This design comes from an exercise in tuning for small area on the open sky130 flow, not from production work.
In this exercise RTL edits were held to simulation tests only and were not proved equivalent to the original.
Some runs may be left out. An edit can pass the tests and still lose a function that they never use.

==> flow/design.v, too long to show whole: its modules and the start of the top module <==
// module signed_mult: 742 lines
// module dsm_add: 75 lines
// module lz_xstep: 110 lines
// module mac_brow: 10 lines
// module mac_benc: 7 lines
// module mac_bsel: 5 lines
// module mac_bsel0: 5 lines
// module mac_fa: 6 lines
// module mac_ha: 6 lines
// module mac_maj: 5 lines
// module Slowclock: 13 lines
// module Lorenz: 46 lines
// module lz_next: 6 lines
// module second_DSM_DAC: 26 lines
// module Lorenz3D: 41 lines
module Lorenz3D(
    clk,
    rst,
    x_init,
    y_init,
    z_init,
    pinX,
    pinY,
    pinZ,
    x,
    y,
    z
    );
  // ...
==> flow/flow/run.sh <==
#!/bin/bash
# Layout flow: the standard synthesis and layout, with one extra step
# between them: combinational cells that synthesis sized up but that drive
# few loads are set back to their smallest drive strength (registers are
# left as synthesis made them); the layout's own timing repair sizes up
# again wherever timing needs it.  Port buffers use the smallest buffer.
set -euo pipefail
bash standard.sh synth > synth.log 2>&1
RESULTS=orfs/results/$FLOW_PLATFORM/Lorenz3D/base \
  openroad -no_init -exit flow/downsize.tcl > downsize.log 2>&1
BUFFER_PORTS_ARGS="-buffer_cell sky130_fd_sc_hd__buf_1" \
  bash standard.sh > layout.log 2>&1
==> flow/flow/downsize.tcl <==
set odb $::env(RESULTS)/1_synth.odb
read_db $odb
set db [ord::get_db]
set block [ord::get_db_block]
set n 0
set saved 0.0
foreach inst [$block getInsts] {
  set master [$inst getMaster]
  set name [$master getName]
  if {[$master isSequential]} { continue }
  if {![regexp {^(sky130_fd_sc_hd__([a-z0-9]+))_([0-9]+)$} $name -> base func size]} { continue }
  if {[regexp {^(df|edf|sdf|dl|buf|clk|conb|tap|fill|decap|diode|fa$|ha$)} $func]} { continue }
  set fanout 0
  foreach it [$inst getITerms] {
    if {[$it isOutputSignal]} {
      set net [$it getNet]
      if {$net ne "NULL"} {
        incr fanout [expr {[llength [$net getITerms]] + [llength [$net getBTerms]] - 1}]
      }
    }
  }
  if {$fanout > 4} { continue }
  foreach s {0 1} {
    if {$s >= $size} { break }
    set m [$db findMaster ${base}_$s]
    if {$m ne "NULL"} {
      set saved [expr {$saved + ([$master getWidth] - [$m getWidth]) * [$master getHeight] / 1e6}]
      $inst swapMaster $m
      incr n
      break
    }
  }
}
puts "downsized $n instances, [format %.1f $saved] um^2"
write_db $odb
==> flow/standard.sh <==
#!/bin/bash
# synth_recipe.tcl (not shown) runs the flow's synth.tcl, then flattens the netlist and writes it again
# the make line also repeats each setting of config.mk as NAME=value (left out here)
make -C /OpenROAD-flow-scripts/flow DESIGN_CONFIG=/design/flow/config.mk WORK_HOME=/design/flow/orfs CLKGATE_MAP_FILE= SYNTH_SCRIPT=/design/flow/synth_recipe.tcl "${@:-finish}"
==> flow/config.mk <==
export PLATFORM = sky130hd
export DESIGN_NAME = Lorenz3D
export DESIGN_NICKNAME = Lorenz3D
export VERILOG_FILES = /design/flow/design.v
export SDC_FILE = /design/flow/constraint.sdc
export NUM_CORES = 4
export LEC_CHECK = 0
export CAP_MARGIN = 0
export CORE_MARGIN = 2
export CORE_UTILIZATION = 60
export CTS_BUF_LIST = sky130_fd_sc_hd__clkbuf_8
export CTS_CLUSTER_DIAMETER = 50
export CTS_CLUSTER_SIZE = 12
export SLEW_MARGIN = 0
export SYNTH_HIERARCHICAL = 1
==> flow/constraint.sdc <==
create_clock -name core_clock -period 18.0 [get_ports {clk}]
set_input_delay 3.6000 -clock core_clock [delete_from_list [all_inputs] [get_ports {clk}]]
set_output_delay 3.6000 -clock core_clock [all_outputs]
set_load 0.01 [all_outputs]
Run 1, placed cells, one color a class:
Fill, decap, tap and diode cells in gray.
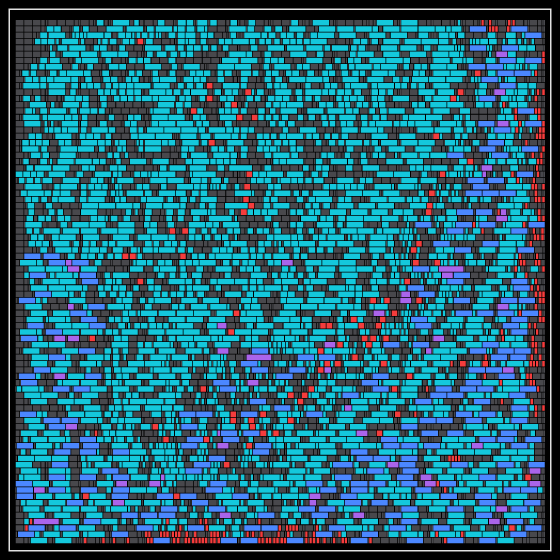
combinational and other logic: marked cyan, cells 2,451, share of their area 78%. clock drivers and dummy loads: marked purple, cells 52, share of their area 2.1%. other buffers and delay cells: marked red, cells 281, share of their area 4.1%. flops: marked blue, cells 256, share of their area 15%.
Util after Layout: 0.661
cell area after layout: 34,100 um^2
Row Count: 83

Run 1, drive-strength map:
Bar = 50 um.
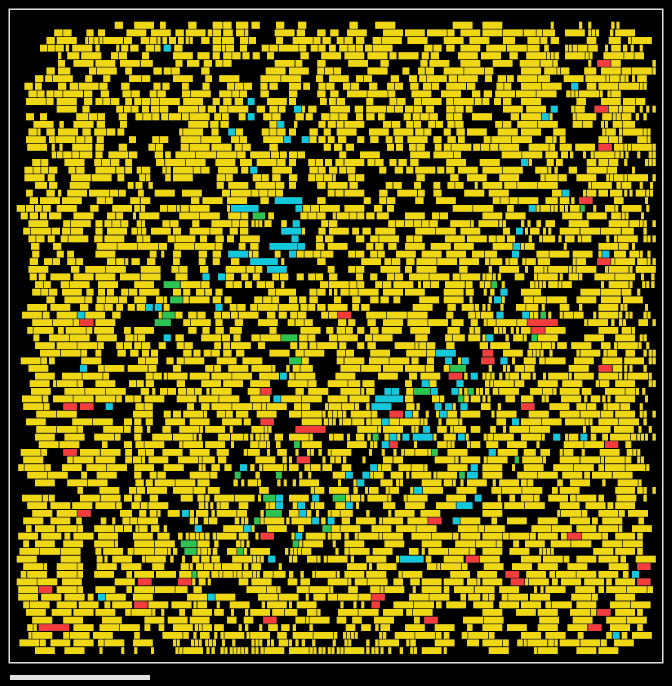
_2 cells: marked green, cells 32. _6 and larger: marked red, cells 44. _3 and _4 cells: marked cyan, cells 105. _0 and _1 cells: marked yellow, cells 2,859.
setup ws final: 0.725 ns
Non-clock buffers: 281
area growth from synthesis to layout: 8.67%

Run 1, cell outlines without signal wires:
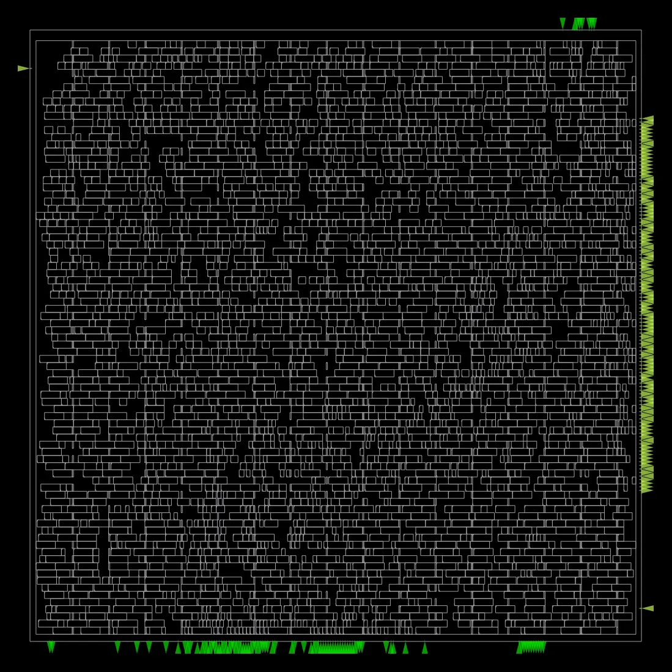
Seq area share: 0.151
core area: 51,500 um^2

==> results.yml, run 1 <==
cts:
  cts_sinks: 256
  cts_hold_buffers: 0
  clk_latency_ns: 0.64
  cts-htree-levels: 1
  clockBufferDepth: 3
  cts_tree: "yes"
  cts_resized: 0
  clk_pin_slew_ns: 0.09
sta:
  min_period_over_period: 0.960
  hold_slack_ns: 0.513
  rsz0062_at_grt: "no"
  period_minus_slack_ns: 17.27
  hold_viol: 0
  relSlewSlack: 0.273
  fmax_ghz: 0.0579
  setup_violations: 0
  fin_skew_ns: 0.0202
yosys:
  synth_area_per_cell_um2: 11.3
  syn-cell-area_um2: 31300
  yosys_warnings: 9
die:
  die_width_um: 233
  initial_core_util: 0.609
  io_pins: 197
  die_height_um: 233
grt:
  grt_antenna_before_repair: 0
  grt_max_degree: 102
  grt_pass1_vias: 25958
  grt-ovfl-total: 0
placement:
  dp_hpwl_um: 70300
  numPortBuffers: 196
  place_area_um2: 33400
  dp_cells: 3668
  place_ws_ns: 0.700
worst_setup_path:
  crit_arrival_ns: 17.81
  cp_top_family: "adder cells"
  slowest_delay_ns: 0.58
  reg2regPathDepth: 46
  cpMaxStageDelayCell: "fa_1"
  endpoint_kind: "flip-flop"
  cpMostUsedCell: "fa_1"
  rrSetupSlack_ns: 0.73
  critPathBufInv: 2
cells_and_area:
  nFillCells: 4129
  drive_gt1_frac: 0.0595
  nNetsFinal: 3862
  instances_no_fill: 3720
flow_run:
  maxCapViolations: 0
route:
  drt-initial-drc-count: 2989
  routed_wl_um: 98300
  dr.pass1.iters: 10
  via_count: 24421
hold_path:
  hold_class: "reg2reg"
  hold_path_depth: 2
run_status:
  run_status: "complete, no violations"
## run 1: layout by cell type (no fill, tap or decap), types with 85 or more instances in the layout
cell type,instances
fa_1,619
a222oi_1,97
inv_1,191
a22oi_1,385
nor2b_1,126
ha_1,124
dfxtp_1,255
nand2_1,127
buf_1,195
buf_4,85
xnor2_1,413
## run 1: layout make-up
cell class	instances	area [um^2]	area share
multi-input cells	2260	25300	0.743
flip-flops and latches	256	5130	0.151
repair buffers	281	1380	0.0404
well taps	680	851	0.0250
inverters	191	718	0.0211
clock buffers	37	509	0.0150
clock inverters	15	183	0.00536
## run 1: worst min-delay path: stages (launching register included)
cell,delay (ns)
dfxtp_1,0.33
a222oi_1,0.08
inv_1,0.07
## run 1: metal layers
layer  up-vias  wire, um  track usage
li1      10124         -            -
met1     12465     39300        0.530
met2      1575     44000        0.567
met3       257     12000       0.0915
met4         0      2990        0.109
met5         -         0            0
Run 1, layout detail:
Bar = 10 um. Region (96, 50) to (136, 90) um. Cells in gray, sequential cells in the stronger gray; small squares are vias.
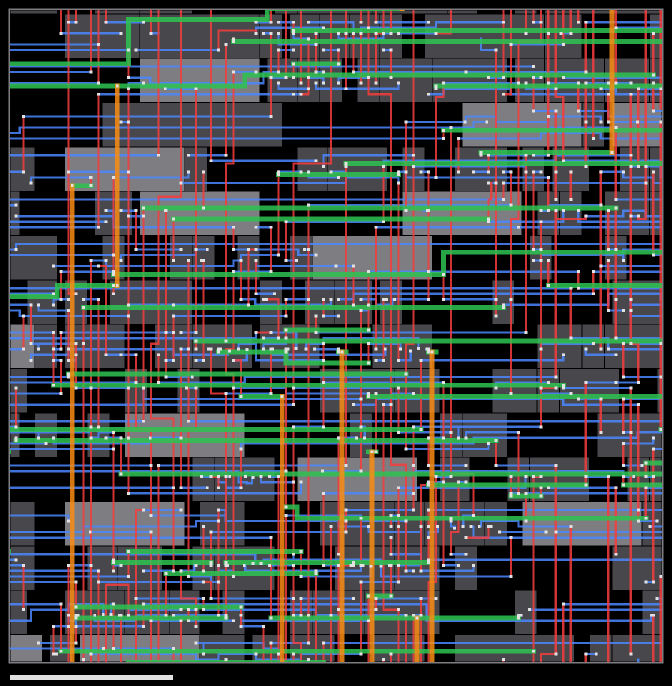

==> run 1 -> run 2 <==
--- a/flow/design.v
+++ b/flow/design.v
@@ -1,6 +1,7 @@
 `timescale 1ns / 1ps
-module signed_mult(a, b, c, r, cin, out);
+module signed_mult(a, na, b, c, r, cin, out);
     input  wire [23:0] a;
+    input  wire        na;
     input  wire [31:0] b;
     input  wire [31:0] c;
     input  wire [23:0] r;
@@ -10,7 +11,7 @@
     wire [24:0] ax = {a, 1'b0};
     genvar k;
     generate for (k = 0; k < 12; k = k + 1) begin : enc
-        mac_benc be (.a2(ax[2*k+2]), .a1(ax[2*k+1]), .a0(ax[2*k]),
+        mac_benc be (.a2(ax[2*k+2]), .a1(ax[2*k+1]), .a0(ax[2*k]), .inv(na),
                      .one(one[k]), .two(two[k]), .neg(neg[k]));
     end endgenerate
     wire [32:0] e0;
@@ -821,16 +822,15 @@
     input  wire [31:0] y;
     output wire [31:0] xn;
     wire [23:0] dd;    
-    wire d0s, d0c, d1s, d1c, d2s, d2c, d3s, d3c, d4s, d4c, d5s, d5c, d6s, d6c, d7s, d7c;
-    wire d8c, d9c, d10c, d11c, d12c, d13c, d14c, d15c, d16c, d17c, d18c, d19c, d20c, d21c, d22c, d23c;
-    wire d24c, d25c, d26c, d27c, d28c, d29c, d30c, d31c, x0c, x1c, x2s, x2c, x3c, x4s, x4c, x5c;
-    wire x6s, x6c, x7c, x8s, x8c, x9c, x10s, x10c, x11c, x12s, x12c, x13c, x14s, x14c, x15c, x16s;
-    wire x16c, x17c, x18s, x18c, x19c, x20s, x20c, x21c, x22s, x22c, x23c, x24s, x24c, x25c, x26s, x26c;
-    wire x27c, x28s, x28c, x29c, x30s, x30c, x31c, x32s, x32c, x33c, x34s, x34c, x35c, x36s, x36c, x37c;
-    wire x38s, x38c, x39c, x40s, x40c, x41c, x42s, x42c, x43c, x44s, x44c, x45s, x45c, x46c, x47s, x47c;
-    wire x48s, x48c, x49c, x50s, x50c, x51c, x52s, x52c, x53c, x54s, x54c, x55c, x56s, x56c, x57c, x58s;
-    wire x58c, x59c, x60s, x60c;
-    mac_maj du0 (.a(y[0]), .b(~x[0]), .c(1'b1), .y(d0c));
+    wire d0c, d1s, d1c, d2s, d2c, d3s, d3c, d4s, d4c, d5s, d5c, d6s, d6c, d7s, d7c, d8c;
+    wire d9c, d10c, d11c, d12c, d13c, d14c, d15c, d16c, d17c, d18c, d19c, d20c, d21c, d22c, d23c, d24c;
+    wire d25c, d26c, d27c, d28c, d29c, d30c, d31c, x0c, x1c, x2s, x2c, x3c, x4s, x4c, x5c, x6s;
+    wire x6c, x7c, x8s, x8c, x9c, x10s, x10c, x11c, x12s, x12c, x13c, x14s, x14c, x15c, x16s, x16c;
+    wire x17c, x18s, x18c, x19c, x20s, x20c, x21c, x22s, x22c, x23c, x24s, x24c, x25c, x26s, x26c, x27c;
+    wire x28s, x28c, x29c, x30s, x30c, x31c, x32s, x32c, x33c, x34s, x34c, x35c, x36s, x36c, x37c, x38s;
+    wire x38c, x39c, x40s, x40c, x41c, x42s, x42c, x43c, x44s, x44c, x45c, x46s, x46c, x47c, x48c, x49c;
+    wire x50c, x51c, x52c, x53c;
+    assign d0c = y[0] | ~x[0];
     mac_maj du1 (.a(y[1]), .b(~x[1]), .c(d0c), .y(d1c));
     mac_maj du2 (.a(y[2]), .b(~x[2]), .c(d1c), .y(d2c));
     mac_maj du3 (.a(y[3]), .b(~x[3]), .c(d2c), .y(d3c));
@@ -907,24 +907,16 @@
     mac_fa xu41 (.a(x38c), .b(x39c), .c(x40s), .s(xn[22]), .co(x41c));
     mac_fa xu42 (.a(x[23]), .b(dd[20]), .c(dd[22]), .s(x42s), .co(x42c));
     mac_fa xu43 (.a(x40c), .b(x41c), .c(x42s), .s(xn[23]), .co(x43c));
-    mac_fa xu44 (.a(x[24]), .b(dd[21]), .c(~dd[23]), .s(x44s), .co(x44c));
-    mac_fa xu45 (.a(1'b1), .b(x42c), .c(x43c), .s(x45s), .co(x45c));
-    mac_ha xu46 (.a(x44s), .b(x45s), .s(xn[24]), .co(x46c));
-    mac_fa xu47 (.a(x[25]), .b(dd[22]), .c(1'b1), .s(x47s), .co(x47c));
-    mac_fa xu48 (.a(x44c), .b(x45c), .c(x46c), .s(x48s), .co(x48c));
-    mac_ha xu49 (.a(x47s), .b(x48s), .s(xn[25]), .co(x49c));
-    mac_fa xu50 (.a(x[26]), .b(~dd[23]), .c(x47c), .s(x50s), .co(x50c));
-    mac_fa xu51 (.a(x48c), .b(x49c), .c(x50s), .s(xn[26]), .co(x51c));
-    mac_fa xu52 (.a(x[27]), .b(1'b1), .c(x50c), .s(x52s), .co(x52c));
-    mac_ha xu53 (.a(x51c), .b(x52s), .s(xn[27]), .co(x53c));
-    mac_fa xu54 (.a(x[28]), .b(1'b1), .c(x52c), .s(x54s), .co(x54c));
-    mac_ha xu55 (.a(x53c), .b(x54s), .s(xn[28]), .co(x55c));
-    mac_fa xu56 (.a(x[29]), .b(1'b1), .c(x54c), .s(x56s), .co(x56c));
-    mac_ha xu57 (.a(x55c), .b(x56s), .s(xn[29]), .co(x57c));
-    mac_fa xu58 (.a(x[30]), .b(1'b1), .c(x56c), .s(x58s), .co(x58c));
-    mac_ha xu59 (.a(x57c), .b(x58s), .s(xn[30]), .co(x59c));
-    mac_fa xu60 (.a(x[31]), .b(1'b1), .c(x58c), .s(x60s), .co(x60c));
-    assign xn[31] = x59c ^ x60s;
+    mac_fa xu44 (.a(x[24]), .b(dd[21]), .c(dd[23]), .s(x44s), .co(x44c));
+    mac_fa xu45 (.a(x42c), .b(x43c), .c(x44s), .s(xn[24]), .co(x45c));
+    mac_fa xu46 (.a(x[25]), .b(dd[22]), .c(dd[23]), .s(x46s), .co(x46c));
+    mac_fa xu47 (.a(x44c), .b(x45c), .c(x46s), .s(xn[25]), .co(x47c));
+    mac_fa xu48 (.a(x[26]), .b(x46c), .c(x47c), .s(xn[26]), .co(x48c));
+    mac_fa xu49 (.a(x[27]), .b(dd[23]), .c(x48c), .s(xn[27]), .co(x49c));
+    mac_fa xu50 (.a(x[28]), .b(dd[23]), .c(x49c), .s(xn[28]), .co(x50c));
+    mac_fa xu51 (.a(x[29]), .b(dd[23]), .c(x50c), .s(xn[29]), .co(x51c));
+    mac_fa xu52 (.a(x[30]), .b(dd[23]), .c(x51c), .s(xn[30]), .co(x52c));
+    mac_fa xu53 (.a(x[31]), .b(dd[23]), .c(x52c), .s(xn[31]), .co(x53c));
 endmodule
 module mac_brow(b, one, two, neg, e);
     input  wire [31:0] b;
@@ -936,10 +928,10 @@
         mac_bsel sj (.b1(b[(j < 32) ? j : 31]), .b0(b[j-1]), .one(one), .two(two), .neg(neg), .e(e[j]));
     end endgenerate
 endmodule
-module mac_benc(a2, a1, a0, one, two, neg);
-    input  wire a2, a1, a0;
+module mac_benc(a2, a1, a0, inv, one, two, neg);
+    input  wire a2, a1, a0, inv;
     output wire one, two, neg;
-    assign neg = a2;
+    assign neg = a2 ^ inv;
     assign one = a1 ^ a0;
     assign two = (a2 & ~a1 & ~a0) | (~a2 & a1 & a0);
 endmodule
@@ -999,23 +991,16 @@
     reg [31:0] t;
     wire sa = rst || phase[1];
     wire sc = !rst && phase == 2'd1;
-    wire [26:0] zor;
-    assign zor[0] = 1'b0;
-    genvar i;
-    generate for (i = 1; i < 27; i = i + 1) begin : zo
-        assign zor[i] = zor[i-1] | z[i-1];
-    end endgenerate
-    wire [31:0] w;
-    assign w[26:0] = z[26:0] ^ zor;
-    assign w[31:27] = ~z[31:27] + 5'b00111 + {4'b0, ~(zor[26] | z[26])};
+    wire [31:0] v = {z[31:27] - 5'b00111, z[26:0]};
+    wire        vn = sc && (z != 32'hB800_0000);
     wire [31:0] xd, yd, zd;
     wire [23:0] ma = sa ? zd[31:8] : x[31:8];
-    wire [31:0] mb = sa ? NEGB : phase[0] ? w : y;
+    wire [31:0] mb = sa ? NEGB : phase[0] ? v : y;
     wire [31:0] mc = sa ? zd : phase[0] ? y : t;
     wire [23:0] mr = {24{sc}} & ~y[31:8];
     wire        mcin = sc || (sa && (ma != 24'd0));
     wire [31:0] mo;
-    signed_mult mac (.a(ma), .b(mb), .c(mc), .r(mr), .cin(mcin), .out(mo));
+    signed_mult mac (.a(ma), .na(vn), .b(mb), .c(mc), .r(mr), .cin(mcin), .out(mo));
     wire [31:0] xn;
     lz_xstep xs (.x(x), .y(y), .xn(xn));
     always @(posedge clk)
--- a/flow/config.mk
+++ b/flow/config.mk
@@ -7,7 +7,7 @@
 export LEC_CHECK = 0
 export CAP_MARGIN = 0
 export CORE_MARGIN = 2
-export CORE_UTILIZATION = 60
+export CORE_UTILIZATION = 70
 export CTS_BUF_LIST = sky130_fd_sc_hd__clkbuf_8
 export CTS_CLUSTER_DIAMETER = 50
 export CTS_CLUSTER_SIZE = 12
Run 2, layout detail:
Bar = 10 um. Region (87, 44) to (127, 84) um. Cells in gray, sequential cells in the stronger gray; small squares are vias.
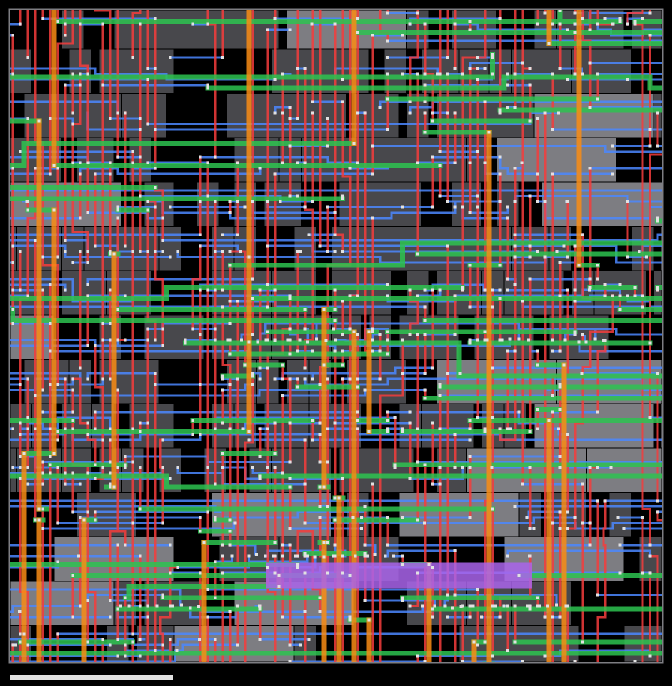
metal 1: marked blue. metal 2: marked red. metal 3: marked green. metal 5: marked purple. metal 4: marked orange.
Most frequent: nand2_1 (28), dfxtp_1 (17), inv_1 (14). 136 logic cells have their middle in the window. Sequential cells in the window: 17.

Run 2, drive-strength map:
Bar = 50 um.
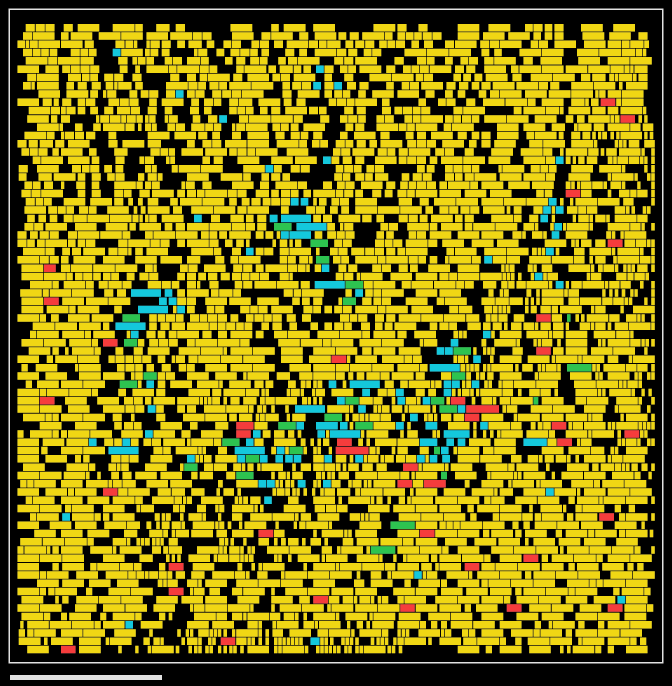
_6 and larger: marked red, cells 38. _3 and _4 cells: marked cyan, cells 106. _2 cells: marked green, cells 29. _0 and _1 cells: marked yellow, cells 2,808.
setup ws final: 0.556 ns
Non-clock buffers: 282
area growth from synthesis to layout: 8.84%
cell area after layout: 33,600 um^2

==> run 2 against run 1 <==
Compared with the run above:
- first-iteration DRC count rose by 41%
- still clean on timing, DRC and antenna
- sequential share of layout area rose by 0.22 points
- flip-flop and latch count did not move
- critical path depth fell by 3
==> results.yml, run 2 <==
cts:
  clk_latency_ns: 0.63
  clk_pin_slew_ns: 0.08
  cts-htree-levels: 1
  cts_sinks: 256
  cts_tree: "yes"
  cts_setup_buffers: 0
  cts_hold_buffers: 0
  clockBufferDepth: 3
sta:
  period_minus_slack_ns: 17.44
  setup_violations: 0
  fin_skew_ns: 0.0341
  hold_viol: 0
  relSlewSlack: 0.172
  rsz0062_at_grt: "no"
  min_period_over_period: 0.969
  fmax_ghz: 0.0573
worst_setup_path:
  worst_ep_required_time_ns: 18.50
  cp_top_family: "adder cells"
  endpoint_kind: "flip-flop"
  critPathMaxFanout: 5
  reg2regPathDepth: 43
  crit_arrival_ns: 17.94
  cpMaxStageDelayCell: "fa_2"
  critPathBufInv: 1
  cpMostUsedCell: "fa_1"
  rrSetupSlack_ns: 0.56
  slowest_delay_ns: 0.58
cells_and_area:
  layout_commonest_cell: "fa_1"
  drive_gt1_frac: 0.0580
  nNetsFinal: 3775
  layout_common_cells: "fa_1 (615), xnor2_1 (414), a22oi_1 (385)"
route:
  routed_wl_um: 98500
  drt-initial-drc-count: 4217
  via_count: 25013
  drc: 0
  drtAntennaViolNets: 0
  dr.pass1.iters: 10
yosys:
  syn-cell-area_um2: 30800
  yosys_warnings: 9
  syn_inst: 2707
  synth_area_per_cell_um2: 11.4
hold_path:
  hold_class: "reg2reg"
  hold_path_depth: 2
run_status:
  run_status: "complete, no violations"
grt:
  grt_max_degree: 156
  grt-ovfl-total: 0
  gr-usage-all-layers: 0.445
  grt_pass1_vias: 26498
  grt_antenna_before_repair: 2
die:
  io_pins: 197
  die_width_um: 214
  initial_core_util: 0.713
  row_count: 76
  core_region_area_um2: 43300
  die_height_um: 214
flow_run:
  maxCapViolations: 0
placement:
  numPortBuffers: 196
  dp_hpwl_um: 70600
  place_area_um2: 33000
## run 2: cell types whose count changed in the layout (fill, tap and decap cells not counted), sizes merged, moves of 4 or more
cell    change
ha         -33
inv        -30
xor2       +10
conb        -8
clkbuf      -4
## run 2: tightest hold or removal path: cells and delay by family, from the launching register on
| kind | cells | cell delay [ns] |
|---|---|---|
| compound gates | 1 | 0.08 |
| buf+inv | 1 | 0.07 |
| flops | 1 | 0.34 |
## run 2: area by class of cell
type | instances | area [um^2]
antenna | 1 | 2.50
clock buffer | 33 | 454
clock inverter | 10 | 120
fill | 2890 | 9700
inverter | 161 | 604
multi-input combinational | 2239 | 25100
sequential | 256 | 5130
tap | 585 | 732
timing repair buffer | 282 | 1400
## run 2: metrics by stage
step / util / setup slack [ns] / hold slack, ns / std cells
floorplan: - / 0.964 / 0.422 / 2719
global placement: 0.762 / 0.652 / 0.482 / 3523
detailed placement: 0.762 / 0.473 / 0.486 / 3523
CTS: 0.776 / 0.458 / 0.506 / 3566
global route: 0.776 / 0.0210 / 0.542 / 3566
finish: 0.776 / 0.556 / 0.515 / 3567
## run 2: repair_timing
item	4_1_cts	5_1_grt
hold endpoints to repair	0	0
resized for setup	0	3
endpoints found under the setup margin	0	1
## run 2: metal layers
layer / track usage / share of wire
met5: 0 / 0.00014
met3: 0.137 / 0.14
met4: 0.214 / 0.056
met2: 0.678 / 0.45
met1: 0.586 / 0.36
Run 2, the metal 1 layer:
Bar = 50 um. Supply wires on this layer in gray.
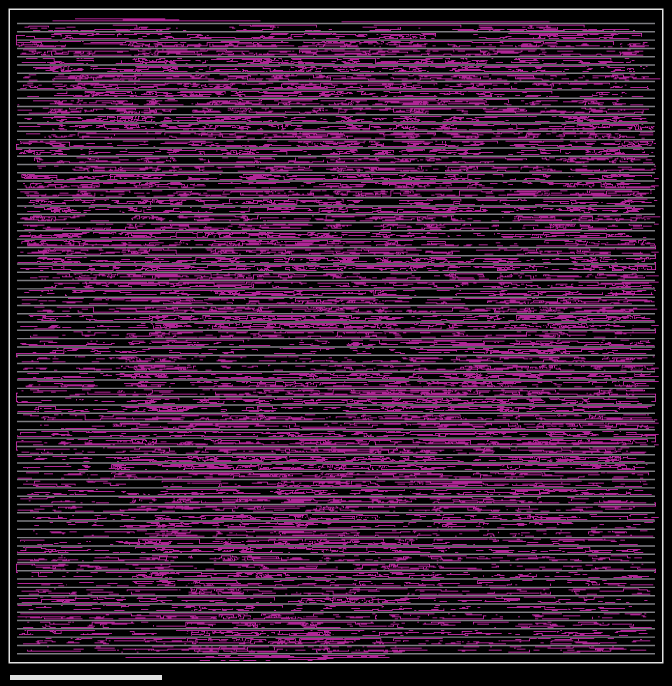

==> run 2 -> run 3 <==
--- a/flow/config.mk
+++ b/flow/config.mk
@@ -7,7 +7,7 @@
 export LEC_CHECK = 0
 export CAP_MARGIN = 0
 export CORE_MARGIN = 2
-export CORE_UTILIZATION = 70
+export CORE_UTILIZATION = 60
 export CTS_BUF_LIST = sky130_fd_sc_hd__clkbuf_8
 export CTS_CLUSTER_DIAMETER = 50
 export CTS_CLUSTER_SIZE = 12
Run 3, the metal 1 layer:
Bar = 50 um. Supply wires on this layer in gray.
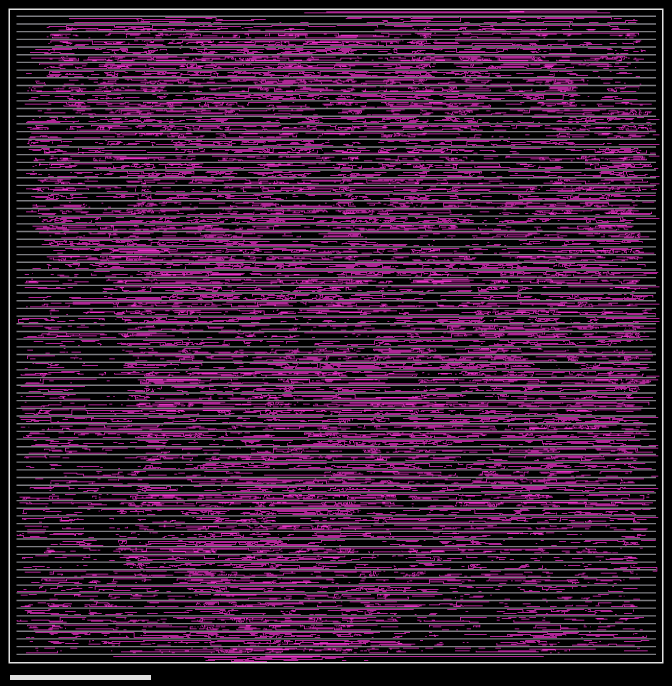
3,382 nets have wire on it. The wires run mostly horizontal. The layer holds 39% of the routed length. The longest straight run is 152 um.
final WL: 100,000 um
met1 usage: 0.543
Vias: 24,208

Run 3, layout detail:
Bar = 10 um. Region (95, 49) to (135, 89) um. Cells in gray, sequential cells in the stronger gray; small squares are vias.
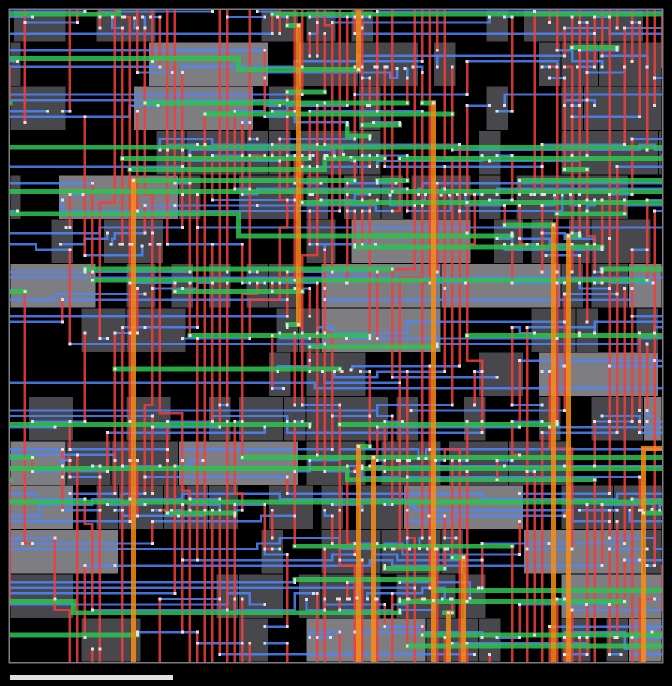

==> run 3 against run 2 <==
Compared with the run above:
- still clean on timing, DRC and antenna
- global-route usage decreased by 6.0 points
- critical path depth unchanged
- sequential share of layout area decreased by 0.062 points
- critical endpoint unchanged
==> results.yml, run 3 <==
hold_path:
  hold_path_depth: 2
  hold_class: "reg2reg"
cells_and_area:
  nFillCells: 4111
  areaGrowthSynthToFinish_pct: 9.28
  ff_latch_area_um2: 5130
  drive_gt1_frac: 0.0610
  nNetsFinal: 3779
  layout_commonest_cell: "fa_1"
  layout_common_cells: "fa_1 (611), xnor2_1 (414), a22oi_1 (385)"
  finalInstanceArea_um2: 33700
  multi_input_area_um2: 25100
  post-route-util: 0.660
sta:
  rsz0062_at_grt: "no"
  setup_violations: 0
  fin_skew_ns: 0.0657
  hold_viol: 0
  tns_ns: 0
  period_minus_slack_ns: 17.32
  relSlewSlack: 0.235
  tightest_slew_ns: 1.14
  fmax_ghz: 0.0577
  min_period_over_period: 0.962
  hold_slack_ns: 0.510
  maxSlewViolCount: 0
cts:
  cts-root-buf: "clkbuf_8"
  clk_latency_ns: 0.66
  cts_hold_buffers: 0
  cts_tree: "yes"
  clockBufferDepth: 3
  cts_sinks: 256
  clk_pin_slew_ns: 0.08
  cts-htree-levels: 1
  numCtsBuffers: 30
worst_setup_path:
  crit_arrival_ns: 17.82
  critPathLaunchType: "flip-flop"
  reg2regPathDepth: 43
  slowest_delay_ns: 0.58
  crit_type: "reg2reg"
  cpMaxStageDelayCell: "fa_2"
  critPathMaxFanout: 5
  worst_ep_required_time_ns: 18.51
  cpMostUsedCell: "fa_1"
  endpoint_kind: "flip-flop"
  rrSetupSlack_ns: 0.68
yosys:
  yosys_warnings: 9
  syn_inst: 2707
  synth_area_per_cell_um2: 11.4
  syn-cell-area_um2: 30800
placement:
  dp_hpwl_um: 72600
  gp_congestion: 0.931
  place_area_um2: 33100
  numPortBuffers: 196
grt:
  grt_pass1_wl_um: 156000
  grt_max_degree: 159
  grt-ovfl-total: 0
  grt_antenna_before_repair: 3
  grtUsageMet2: 0.593
  grt_pass1_vias: 25596
  grt_busiest_layer: "met2"
  met3_usage: 0.0931
  gr-usage-all-layers: 0.386
route:
  drtAntennaViolNets: 0
  wire_per_inst_um: 27.4
  via_per_inst: 6.60
  dr.pass1.iters: 9
  drt-initial-drc-count: 3384
  drc: 0
die:
  core_region_area_um2: 51100
  io_pins: 197
  die_height_um: 231
  row_count: 83
  initial_core_util: 0.604
  fp.dieArea_um2: 53200
  die_width_um: 231
flow_run:
  maxCapViolations: 0
run_status:
  run_status: "complete, no violations"
-- run 3: per-stage QoR --
step	setup slack, ns	cells
2_1_floorplan	0.964	2719
5_1_grt	0.0434	3666
4_1_cts	0.347	3666
6_report	0.684	3667
3_5_place_dp	0.389	3620
3_3_place_gp	0.612	3620
-- run 3: per-layer routing --
metal  wire [um]  up-vias
li1            -     9988
met4        3450        2
met3       12200      244
met2       45400     1613
met5          13        -
met1       39500    12361
-- run 3: area by class of cell --
type                    count  area share
multi-input cells        2239       0.746
flip-flops and latches    256       0.152
repair buffers            284      0.0419
well taps                 680      0.0252
inverters                 161      0.0180
clock buffers              32      0.0131
clock inverters            14     0.00371
diodes                      1   0.0000743
-- run 3: what timing repair did --
item | 4_1_cts | 5_1_grt
resized for setup | 0 | 7
setup endpoints to repair | 0 | 1
buffers inserted | 0 | 0
-- run 3: worst max-delay path, delay by kind of cell, from the launching register on --
kind	cells	cell delay, ns
and+or+nand+nor	1	0.16
AOI/OAI and AO/OA	1	0.31
buffers and inverters	1	0.07
DFF	1	0.35
adders and majority gates	40	16.29

## what the ideal ports hide
No port has a modelled driver above. Below, the same layouts with a new extraction and two added sets of constraints. Step 1: set_driving_cell puts a clkbuf_16 on clk and a buf_2 on each other input, an assumption about the parent block. Step 2 also shifts input and output timing later by t, the mid clock arrival at the registers, as if the neighbouring blocks saw the same clock. a / b / c = no drivers / after step 1 / after step 2; a / b = the first two.
run | t, ns | slack for setup (ns) | worst register clock-pin slew, ns
run 1 | 0.696 | 0.725 / 0.725 / 0.725 | 0.09 / 0.09
run 2 | 0.665 | 0.556 / 0.556 / 0.556 | 0.09 / 0.09
run 3 | 0.677 | 0.684 / 0.684 / 0.684 | 0.09 / 0.09
After both steps every run listed still meets setup and hold.
